Background: an optimization exercise with open tools, aiming at small area, a short achievable clock period and few clock cycles. Do not read the settings as production practice.
In this exercise RTL edits were held to simulation tests only and were not proved equivalent to the original.

File: flow/config.mk
export PLATFORM = sky130hd
export DESIGN_NAME = matrix_multiplier
export DESIGN_NICKNAME = matrix_multiplier
export VERILOG_FILES = /design/flow/design.v
export SDC_FILE = /design/flow/constraint.sdc
export NUM_CORES = 4
export LEC_CHECK = 0
export CAP_MARGIN = 20
export CORE_MARGIN = 2
export CORE_UTILIZATION = 40
export SLEW_MARGIN = 20
File: flow/design.v
module half_adder(
  input   logic a,
  input   logic b,
  output  logic sum,
  output  logic cout
);
assign sum=a^b;
assign cout=a&b;
endmodule
module carry_lookaheadblock_4bit(
  input   logic   cin,
  input   logic   [3:0] p,g,
  output  logic   [3:0] c,
  output  logic   cout
);
always_comb begin
  c[0]=cin;
  c[1]=g[0] | c[0]&p[0];
  c[2]=g[1] | p[1]&g[0] | p[1]&p[0]&c[0];
  c[3]=g[2] | p[2]&g[1] | p[2]&p[1]&g[0] | p[2]&p[1]&p[0]&c[0];
  cout=g[3] | p[3]&g[2] | p[3]&p[2]&g[1] | p[3]&p[2]&p[1]&g[0] | p[3]&p[2]&p[1]&p[0]&c[0];
end
endmodule
module carry_lookaheadadder_16bit #(parameter DATA_WIDTH=8)(
  input   logic   [(DATA_WIDTH*2)-1:0] inData_A,
  input   logic   [(DATA_WIDTH*2)-1:0] inData_B,     
  input   logic   cin,                                
  output  logic   [(DATA_WIDTH*2)-1:0] outData,       
  output  logic   cout                                
);
logic [(DATA_WIDTH*2)-1:0] p,g,c;
logic c1,c2,c3;
half_adder  ha0  (inData_A[0],inData_B[0],p[0],g[0]);
half_adder  ha1  (inData_A[1],inData_B[1],p[1],g[1]);
half_adder  ha2  (inData_A[2],inData_B[2],p[2],g[2]);
half_adder  ha3  (inData_A[3],inData_B[3],p[3],g[3]);
half_adder  ha4  (inData_A[4],inData_B[4],p[4],g[4]);
half_adder  ha5  (inData_A[5],inData_B[5],p[5],g[5]);
half_adder  ha6  (inData_A[6],inData_B[6],p[6],g[6]);
half_adder  ha7  (inData_A[7],inData_B[7],p[7],g[7]);
half_adder  ha8  (inData_A[8],inData_B[8],p[8],g[8]);
half_adder  ha9  (inData_A[9],inData_B[9],p[9],g[9]);
half_adder  ha10 (inData_A[10],inData_B[10],p[10],g[10]);
half_adder  ha11 (inData_A[11],inData_B[11],p[11],g[11]);
half_adder  ha12 (inData_A[12],inData_B[12],p[12],g[12]);
half_adder  ha13 (inData_A[13],inData_B[13],p[13],g[13]);
half_adder  ha14 (inData_A[14],inData_B[14],p[14],g[14]);
half_adder  ha15 (inData_A[15],inData_B[15],p[15],g[15]);
carry_lookaheadblock_4bit clab0(cin,p[3:0],g[3:0],c[3:0],c1);
carry_lookaheadblock_4bit clab1(c1,p[7:4],g[7:4],c[7:4],c2);
carry_lookaheadblock_4bit clab2(c2,p[11:8],g[11:8],c[11:8],c3);
carry_lookaheadblock_4bit clab3(c3,p[15:12],g[15:12],c[15:12],cout);
assign outData[15:0]=p[15:0] ^ c[15:0];
endmodule
module vedicmultiplier_2bit(
  input   logic [1:0] inData_A,
  input   logic [1:0] inData_B,
  output  logic [3:0] outData_C
);
logic [3:0] w;
assign outData_C[0] = inData_A[0] & inData_B[0];
assign w[0] = inData_A[1] & inData_B[0];
assign w[1] = inData_A[0] & inData_B[1];
assign w[2] = inData_A[1] & inData_B[1];
half_adder HA0(w[0],w[1],outData_C[1],w[3]);
half_adder HA1(w[2],w[3],outData_C[2],outData_C[3]);
endmodule
module vedicmultiplier_4bit #(parameter DATA_WIDTH=8)(
  input   logic [(DATA_WIDTH/2)-1:0] inData_A,
  input   logic [(DATA_WIDTH/2)-1:0] inData_B,
  output  logic [DATA_WIDTH-1:0]     outData_C
);
logic [(DATA_WIDTH*2)-1:0] out0;
logic [5:0] out1,out2;
logic [5:0] result1;
logic [5:0] result2;
vedicmultiplier_2bit VD0(inData_A[3:2],inData_B[3:2],out0[15:12]);
vedicmultiplier_2bit VD1(inData_A[1:0],inData_B[3:2],out0[11:8]);
vedicmultiplier_2bit VD2(inData_A[3:2],inData_B[1:0],out0[7:4]);
vedicmultiplier_2bit VD3(inData_A[1:0],inData_B[1:0],out0[3:0]);
assign out1     = {out0[15:12],2'b0};
assign out2     = {2'b0,out0[11:8]};
assign result1  = out1 + out2;
assign result2  = result1 + {2'b0,out0[7:4]}+{4'b0,out0[3:2]};
assign outData_C[7:0] = {result2[5:0],out0[1:0]};
endmodule
module vedicmultiplier_8bit #(parameter DATA_WIDTH=8)(
  input   logic [DATA_WIDTH-1:0]     inData_A,
  input   logic [DATA_WIDTH-1:0]     inData_B,
  output  logic [(DATA_WIDTH*2)-1:0] outData_C
);
logic [(DATA_WIDTH*4)-1:0] out0;
logic [11:0] out1,out2;
logic [11:0] result1,result2;
vedicmultiplier_4bit VD0(inData_A[7:4],inData_B[7:4],out0[31:24]);
vedicmultiplier_4bit VD1(inData_A[3:0],inData_B[7:4],out0[23:16]);
vedicmultiplier_4bit VD2(inData_A[7:4],inData_B[3:0],out0[15:8]);
vedicmultiplier_4bit VD3(inData_A[3:0],inData_B[3:0],out0[7:0]);
assign out1={out0[31:24],4'b0};
assign out2={4'b0,out0[23:16]};
assign result1=out1+out2;
assign result2=result1+{4'b0,out0[15:8]}+{8'b0,out0[7:4]};
assign outData_C[15:0]={result2[11:0],out0[3:0]};
endmodule
module mux_2x1 #(parameter DATA_WIDTH=8)(
  input		logic	[DATA_WIDTH-1:0] inData_A,
  input		logic	[DATA_WIDTH-1:0] inData_B,
  input		logic	sel,
  output 	logic [DATA_WIDTH-1:0] outData
);
always_comb begin
  case(sel)
    1'd0:     outData=inData_A;
    1'd1:     outData=inData_B;
    default:  outData='bz;
  endcase
end
endmodule
module partialproduct_reg #(parameter DATA_WIDTH=8)(
  input   logic clk,
  input   logic reset_n,
  input   logic en_PPReg,
  input   logic [(DATA_WIDTH*2)-1:0] inData,
  input   logic cin,
  output  logic [(DATA_WIDTH*2)-1:0] outData,
  output  logic cout
);
always_ff @(posedge clk,negedge reset_n) begin
	if(reset_n) begin
		if(en_PPReg==1'b1) begin
      outData<=inData;
      cout<=cin;
    end
	end
	else begin
    outData<='0;
    cout<=1'b0;
  end 
end
endmodule 
module finaldata_reg #(parameter DATA_WIDTH=8)(
	input		logic	clk,
	input		logic	reset_n,
	input		logic	en_FDReg,
	input		logic	[DATA_WIDTH*2:0] inData,
	output 	logic [DATA_WIDTH-1:0] outData,
	output 	logic resultIsInvalid
);
always_ff @(posedge clk,negedge reset_n) begin
	if(reset_n) begin
		if(en_FDReg) begin
			resultIsInvalid<=(inData>8'hff)? 1'b1:1'b0;
			outData<=(inData<=8'hff)? inData[DATA_WIDTH-1:0]:8'hff;
		end
	end
	else begin
		outData<='0;
		resultIsInvalid<=1'b0;
	end
end
endmodule 
module data_path #(parameter DATA_WIDTH=8)(
  input		logic	clk,
  input		logic	reset_n,
  input		logic	[DATA_WIDTH-1:0] inData_A,
  input		logic	[DATA_WIDTH-1:0] inData_B,
  input		logic	en_Mux,
  input		logic	en_PPReg,
  input		logic	en_FDReg,
  output 	logic	[DATA_WIDTH-1:0] outData,
  output 	logic	resultIsInvalid
);
logic	[(DATA_WIDTH*2)-1:0]	outData_vdm;
logic	[(DATA_WIDTH*2)-1:0]	outData_ppreg;
logic	[(DATA_WIDTH*2)-1:0]	outData_muxsum;
logic	                     	cout_ppreg;
logic	                     	outData_muxcout;
logic	[(DATA_WIDTH*2)-1:0]	outData_claa_sum;
logic	                     	outData_claa_cout;
logic	[(DATA_WIDTH*2):0]  	inData_fdreg;
logic	                     	overflow_sticky;
vedicmultiplier_8bit #(.DATA_WIDTH (DATA_WIDTH)) VDM0(
	.inData_A  (inData_A    ),
  .inData_B  (inData_B    ),
  .outData_C (outData_vdm )
);
mux_2x1 #(.DATA_WIDTH(16)) PPSUM_MUX(
	.inData_A (16'h0            ),
  .inData_B (outData_ppreg    ),
  .sel      (en_Mux           ),
  .outData  (outData_muxsum   )
);
mux_2x1 #(.DATA_WIDTH(1)) PPCOUT_MUX(
	.inData_A (1'h0             ),
  .inData_B (cout_ppreg       ),
  .sel      (en_Mux           ),
  .outData  (outData_muxcout  )
);
carry_lookaheadadder_16bit #(.DATA_WIDTH (DATA_WIDTH)) CLAA0(
	.inData_A (outData_vdm          ),
  .inData_B (outData_muxsum       ),
  .cin      (1'b0                 ),
  .outData  (outData_claa_sum     ),
  .cout     (outData_claa_cout    )
);
partialproduct_reg #(.DATA_WIDTH (DATA_WIDTH)) PP_REG(
	.clk      (clk                  ),
  .reset_n  (reset_n              ),
  .en_PPReg (en_PPReg             ),
  .inData   (outData_claa_sum     ),
  .cin      (overflow_sticky      ),
  .outData  (outData_ppreg        ),
  .cout     (cout_ppreg           )
);
assign overflow_sticky=outData_claa_cout | outData_muxcout;
assign inData_fdreg={overflow_sticky,outData_claa_sum};
finaldata_reg #(.DATA_WIDTH (DATA_WIDTH)) FD_REG(
	.clk             (clk             ),
  .reset_n         (reset_n         ),
  .en_FDReg        (en_FDReg        ),
  .inData          (inData_fdreg    ),
  .outData         (outData     		),
  .resultIsInvalid (resultIsInvalid )
);
endmodule
module control_path(
  input   logic   clk,
  input   logic   reset_n,
  output  logic   en_ReadMat_A,
  output  logic   en_WriteMat_A,
  output  logic   [3:0] rowAddr_A,
  output  logic   [3:0] colAddr_A,
  output  logic   en_ReadMat_B,
  output  logic   en_WriteMat_B,
  output  logic   [3:0] rowAddr_B,
  output  logic   [3:0] colAddr_B,
  output  logic   en_Mux,
  output  logic   en_PPReg,
  output  logic   en_FDReg,
  output  logic   en_ReadMat_C,
  output  logic   en_WriteMat_C,
  output  logic   [3:0] rowAddr_C,
  output  logic   [3:0] colAddr_C
);
  localparam S_IDLE=3'd0;
  localparam STATE_1=3'd1;
  localparam STATE_2=3'd2;
  localparam STATE_3=3'd3;
  localparam STATE_4=3'd4;
  localparam S_FINISH=3'd5;
  logic   [3:0]   state;
  logic   [3:0]   counterI,counterJ,counterK;
always_ff @(posedge clk,negedge reset_n) begin
  if(reset_n) begin
    case(state)
      S_IDLE: begin
        if(counterK==0)
          state<=STATE_1;
      end
      STATE_1: begin
        if(counterK==1)
          state<=STATE_2;
        else
          state<=STATE_1;
      end
      STATE_2: begin
        if(counterK==9)
          state<=STATE_3;
        else
          state<=STATE_2;
      end
      STATE_3: begin
        if(counterK==10)
          state<=STATE_4;
        else
          state<=STATE_3;
      end
      STATE_4: begin
        if(counterI==9 && counterJ==9 && counterK==10)
          state<=S_FINISH;
        else
          state<=STATE_1;
      end
      S_FINISH: begin
        state<=S_FINISH;
      end
      default:
        state<=S_IDLE;
    endcase
  end
  else
    state<=S_IDLE;
end
logic   [3:0]   nextI,nextJ,nextK;
always_comb begin
  nextI=counterI;
  nextJ=counterJ;
  nextK=counterK+1'b1;
  if(nextK==12) begin
    nextK=4'd0;
    nextJ=counterJ+1'b1;
  end
  if(nextJ==10) begin
    nextJ=4'd0;
    nextI=counterI+1'b1;
  end
  if(nextI==10) begin
    nextI=4'd0;
  end
end
always_ff @(posedge clk,negedge reset_n) begin
  if(reset_n) begin
    if(en_PPReg==1'b1) begin
      counterI<=nextI;
      counterJ<=nextJ;
      counterK<=nextK;
    end
  end
  else begin
    counterI<=4'd0;
    counterJ<=4'd0;
    counterK<=4'd0;
  end
end
always_comb begin
  case(state)
    S_IDLE: begin
      en_ReadMat_A=1'b0;
      en_WriteMat_A=1'b0;
      rowAddr_A=1'b0;
      colAddr_A=1'b0;
      en_ReadMat_B=1'b0;
      en_WriteMat_B=1'b0;
      rowAddr_B=1'b0;
      colAddr_B=1'b0;
      en_Mux=1'b0;
      en_PPReg=1'b0;
      en_FDReg=1'b0;
      en_ReadMat_C=1'b0;
      en_WriteMat_C=1'b0;
      rowAddr_C=1'b0;
      colAddr_C=1'b0;
    end
    STATE_1: begin
      en_ReadMat_A=1'b1;
      en_WriteMat_A=1'b0;
      rowAddr_A=counterI;
      colAddr_A=counterK;
      en_ReadMat_B=1'b1;
      en_WriteMat_B=1'b0;
      rowAddr_B=counterK;
      colAddr_B=counterJ;
      en_Mux=1'b0;
      en_PPReg=1'b1;
      en_FDReg=1'b0;
      en_ReadMat_C=1'b0;
      en_WriteMat_C=1'b0;
      rowAddr_C=counterI;
      colAddr_C=counterJ;
      end
    STATE_2: begin
      en_ReadMat_A=1'b1;
      en_WriteMat_A=1'b0;
      rowAddr_A=counterI;
      colAddr_A=counterK;
      en_ReadMat_B=1'b1;
      en_WriteMat_B=1'b0;
      rowAddr_B=counterK;
      colAddr_B=counterJ;
      en_Mux=1'b1;
      en_PPReg=1'b1;
      en_FDReg=1'b0;
      en_ReadMat_C=1'b0;
      en_WriteMat_C=1'b0;
      rowAddr_C=counterI;
      colAddr_C=counterJ;
    end
    STATE_3: begin
      en_ReadMat_A=1'b1;
      en_WriteMat_A=1'b0;
      rowAddr_A=counterI;
      colAddr_A=counterK;
      en_ReadMat_B=1'b1;
      en_WriteMat_B=1'b0;
      rowAddr_B=counterK;
      colAddr_B=counterJ;
      en_Mux=1'b1;
      en_PPReg=1'b1;
      en_FDReg=1'b1;
      en_ReadMat_C=1'b0;
      en_WriteMat_C=1'b0;
      rowAddr_C=counterI;
      colAddr_C=counterJ;
    end
    STATE_4: begin
      en_ReadMat_A=1'b1;
      en_WriteMat_A=1'b0;
      rowAddr_A=counterI;
      colAddr_A=counterK;
      en_ReadMat_B=1'b1;
      en_WriteMat_B=1'b0;
      rowAddr_B=counterK;
      colAddr_B=counterJ;
      en_Mux=1'b0;
      en_PPReg=1'b0;
      en_FDReg=1'b0;
      en_ReadMat_C=1'b0;
      en_WriteMat_C=1'b1;
      rowAddr_C=counterI;
      colAddr_C=counterJ;
    end
    S_FINISH: begin
      en_ReadMat_A=1'b0;
      en_WriteMat_A=1'b0;
      rowAddr_A='d0;
      colAddr_A='d0;
      en_ReadMat_B=1'b0;
      en_WriteMat_B=1'b0;
      rowAddr_B='d0;
      colAddr_B='d0;
      en_Mux=1'b0;
      en_PPReg=1'b0;
      en_FDReg=1'b0;
      en_ReadMat_C=1'b0;
      en_WriteMat_C=1'b0;
      rowAddr_C='d0;
      colAddr_C='d0;
    end
    default: begin
      en_ReadMat_A=1'b0;
      en_WriteMat_A=1'b0;
      rowAddr_A='d0;
      colAddr_A='d0;
      en_ReadMat_B=1'b0;
      en_WriteMat_B=1'b0;
      rowAddr_B='d0;
      colAddr_B='d0;
      en_Mux=1'b0;
      en_PPReg=1'b0;
      en_FDReg=1'b0;
      en_ReadMat_C=1'b0;
      en_WriteMat_C=1'b0;
      rowAddr_C='d0;
      colAddr_C='d0;
    end
  endcase
end
endmodule
module matrix_multiplier #(parameter DATA_WIDTH=8)(
  input   logic clk,
  input   logic reset_n,
  output  logic en_ReadMat_A,
  output  logic en_WriteMat_A,
  output  logic [3:0] rowAddr_A,
  output  logic [3:0] colAddr_A,
  output  logic [DATA_WIDTH-1:0] writeData_A,
  input   logic [DATA_WIDTH-1:0] readData_A,
  output  logic en_ReadMat_B,
  output  logic en_WriteMat_B,
  output  logic [3:0] rowAddr_B,
  output  logic [3:0] colAddr_B,
  output  logic [DATA_WIDTH-1:0] writeData_B,
  input   logic [DATA_WIDTH-1:0] readData_B,
  output  logic en_ReadMat_C,
  output  logic en_WriteMat_C,
  output  logic [3:0] rowAddr_C,
  output  logic [3:0] colAddr_C,
  output  logic [DATA_WIDTH-1:0] writeData_C,
  output  logic resultIsInvalid
);
  logic en_Mux;
  logic en_PPReg;
  logic en_FDReg;
  assign writeData_A = '0;
  assign writeData_B = '0;
data_path #(.DATA_WIDTH (DATA_WIDTH)) DATA_PATH(
	.clk             (clk             ),
  .reset_n         (reset_n         ),
  .inData_A        (readData_A      ),
  .inData_B        (readData_B      ),
  .en_Mux          (en_Mux          ),
  .en_PPReg        (en_PPReg        ),
  .en_FDReg        (en_FDReg        ),
  .outData         (writeData_C     ),
  .resultIsInvalid (resultIsInvalid )
);
control_path CONTROL_PATH(
	.clk           (clk           ),
  .reset_n       (reset_n       ),
  .en_ReadMat_A  (en_ReadMat_A  ),
  .en_WriteMat_A (en_WriteMat_A ),
  .rowAddr_A     (rowAddr_A     ),
  .colAddr_A     (colAddr_A     ),
  .en_ReadMat_B  (en_ReadMat_B  ),
  .en_WriteMat_B (en_WriteMat_B ),
  .rowAddr_B     (rowAddr_B     ),
  .colAddr_B     (colAddr_B     ),
  .en_Mux        (en_Mux        ),
  .en_PPReg      (en_PPReg      ),
  .en_FDReg      (en_FDReg      ),
  .en_ReadMat_C  (en_ReadMat_C  ),
  .en_WriteMat_C (en_WriteMat_C ),
  .rowAddr_C     (rowAddr_C     ),
  .colAddr_C     (colAddr_C     )
);
endmodule
File: flow/constraint.sdc
create_clock -name core_clock -period 10.0 [get_ports {clk}]
set_input_delay 2.0000 -clock core_clock [delete_from_list [all_inputs] [get_ports {clk}]]
set_output_delay 2.0000 -clock core_clock [all_outputs]
set_load 0.01 [all_outputs]
File: flow/run.sh
#!/bin/bash
# synth_recipe.tcl (not shown) runs the flow's synth.tcl, then flattens the netlist and writes it again
# the make line also repeats each setting of config.mk as NAME=value (left out here)
make -C /OpenROAD-flow-scripts/flow DESIGN_CONFIG=/design/flow/config.mk WORK_HOME=/design/flow/orfs CLKGATE_MAP_FILE= SYNTH_SCRIPT=/design/flow/synth_recipe.tcl finish
Fig. 1: the metal 1 layer
Cells faint in the background.
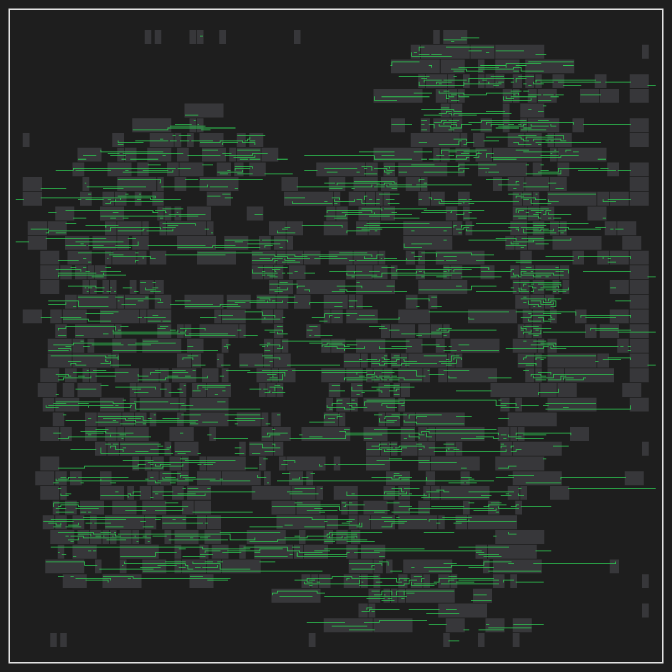
main direction: horizontal
nets with wire on the layer: 703
longest straight run: 42.3 um
share of all routed wire: 48%
wire length on this layer: 5250 um
Total Routed Length: 11000 um
via count: 4189
met1 Usage GRT: 21.8%

Fig. 2: M2 wires
Scale bar: 20 um.
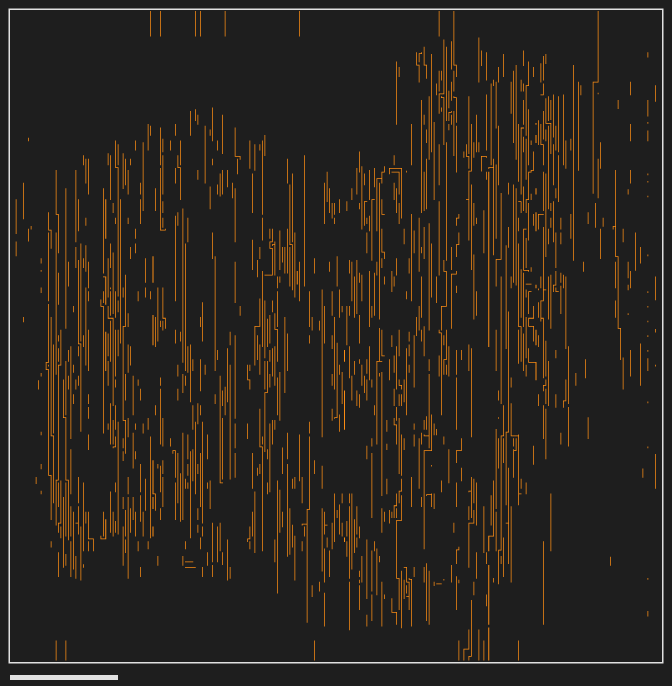
wire length on this layer: 5330 um
main direction: vertical
GR Util met2: 27.2%

Fig. 3: met3 routing
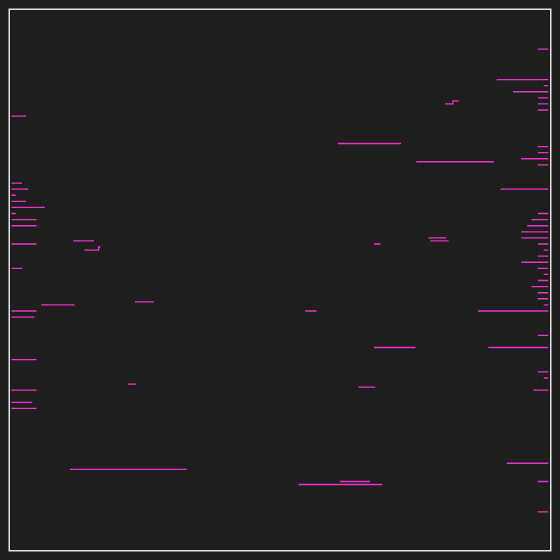
share of all routed wire: 3.1%
main direction: horizontal
met3 Usage GRT: 1.56%

Fig. 4: top view of the die
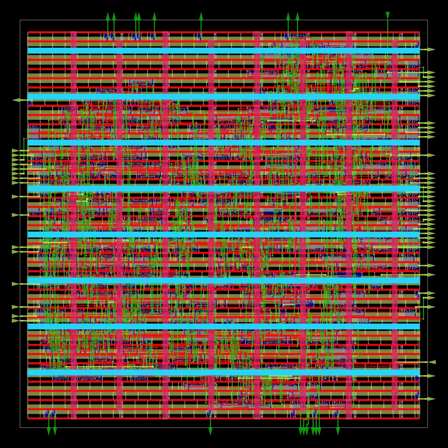
chip height: 121 um
Rows: 42
# IOs: 73
Finished Core Util: 46.1%
die area: 0.0145 mm2

==> results_dict.tcl <==
set metrics [dict create \
    clkPwrFrac_pct 10.6 \
    worstHoldPathType "flip-flop to flip-flop" \
    grt_overflow 0 \
    synth-edff-count 0 \
    peakVddDrop_uv 192 \
    dominant_cells "multi-input combinational cells" \
    r2r_setup_slack_ps 6520 \
    final_cells 843 \
    place_congestion 0.837 \
    ctsResizeCount 0 \
    fin_area_mm2 0.00610 \
    hold_depth 2 \
    taps 176 \
    p_sw_share_pct 47.1 \
    busiest_layer "met2" \
    critPathLaunch "readData_B[2]" \
    ant_nets 0 \
    cp-start-kind "input port" \
    drv_cap 0 \
    max_stage_delay_ps 560 \
    fp.dieW_um 121 \
    final_nets 797 \
    io_buffer_count 53 \
    synth-simple-area-share_pct 20.1 \
    start_util_pct 41.1 \
    clock.fmax_mhz 114 \
    synthTopCellsByArea "dfrtp_1, ha_1, fa_1" \
    min_period_over_period_pct 87.9 \
    root_buffer "clkbuf_16" \
    insertion_delay_ps 290 \
    seq_cells 41 \
    numCtsBuffers 5 \
    synth_common_cells "inv_1, ha_1, and2_1" \
    clkCellAreaFrac_pct 2.34 \
    synth.largest_area_cell "dfrtp_1" \
    clkbuf_count 5 \
    arrival_ps 8940 \
    powerComb_w 0.00111 \
    drtPass1Iterations 5 \
    tightest_slew_ps 954 \
    antenna_found_initial 0 \
    routed_via_density 4.97 \
    async_flop_share_pct 100 \
    end_kind "flip-flop" \
    layout.nonclk_buf_share_pct 8.85 \
    slew_headroom_pct 36.4 \
    path_class "input port to flip-flop" \
    synth_top_area_share_pct 18.9 \
    core_area_mm2 0.0132 \
    p_clk_w 0.000159 \
    synth_compound_area_share_pct 13.2 \
    synthAdderAreaFrac_pct 30.6 \
    crit_path_max_fanout 9 \
    crit_required_ps 10150 \
    grt_pass1_wl_um 19000 \
    crit_slowest_cell "clkdlybuf4s50_1" \
    muxShareOfSynthArea_pct 0.207 \
    power.leakage_nw 3.00 \
    drt-initial-drc-count 202 \
    wire_per_inst_um 13.1 \
    drv_slew 0 \
    top_layer_used "met4" \
    p_switching_w 0.000707 \
    p_seq_share_pct 15.7 \
    hp-start "DATA_PATH.PP_REG.outData[2]" \
    status "complete, no violations" \
    reg_top3 "DATA_PATH.PP_REG.outData (16), DATA_PATH.FD_REG.outData (8)" \
    num-nonclk-buffers 55 \
    cts_setup_buffers 0 \
    clkTransAtPathRegs_ps 60 \
    cts_tree "built" \
    crit_buf_inv 4 \
    nNonClkInverters 81 \
    rsz0062_at_grt "false" \
    seq_share_pct 16.8 \
    crit_family "adder cells" \
    multi_input_area_mm2 0.00387 \
    finalSetupViolCount 0 \
    r2r-start "CONTROL_PATH.state[1]" \
    setup_slack_ps 1210 \
    worstReg2RegEnd "DATA_PATH.FD_REG.outData[7]" \
    cts_sinks 41 \
    synth_seq_cells 41 \
    clock_skew_ps 6.90 \
    largest_register "DATA_PATH.PP_REG.outData" \
    grtUsageTotal_pct 15.9 \
    largest_reg_flops 16 \
    power_frac_comb_pct 73.7 \
    finalCriticalPeriod_ps 8790 \
    p_total_w 0.00150 \
    seq-power_w 0.000236 \
    placed_area_mm2 0.00596 \
    power_leader "combinational cells" \
    postCtsHoldBufs 0 \
    seq_area_mm2 0.00103 \
]
Testbench counts, summed over its fixed seeds: cycles 41,600.

[re-timing with driven ports]
The flow's constraints put no driver on any port. The routed layout listed below was extracted and timed again, unchanged, in two steps.
Step 1, drivers: a clkbuf_16 drives clk and a buf_2 each remaining input, both assumed.
Step 2 times the ports against the registers' clock, not the clock port: input delays grow and output delays shrink by t, the midpoint of the rising clock arrivals with the driver on.
a / b / c = ideal ports / drivers / drivers and shift; a / b = the first two.
t (ns): 0.316
slack for setup (ns): 1.205 / 1.219 / 0.903
worst setup path at the end: input to register
slew at the worst register clock pin (ns): 0.06 / 0.06
After both steps setup and hold are still met in this run. The setup slack of this run moves by +0.014 ns with the drivers and by -0.302 ns with both steps.
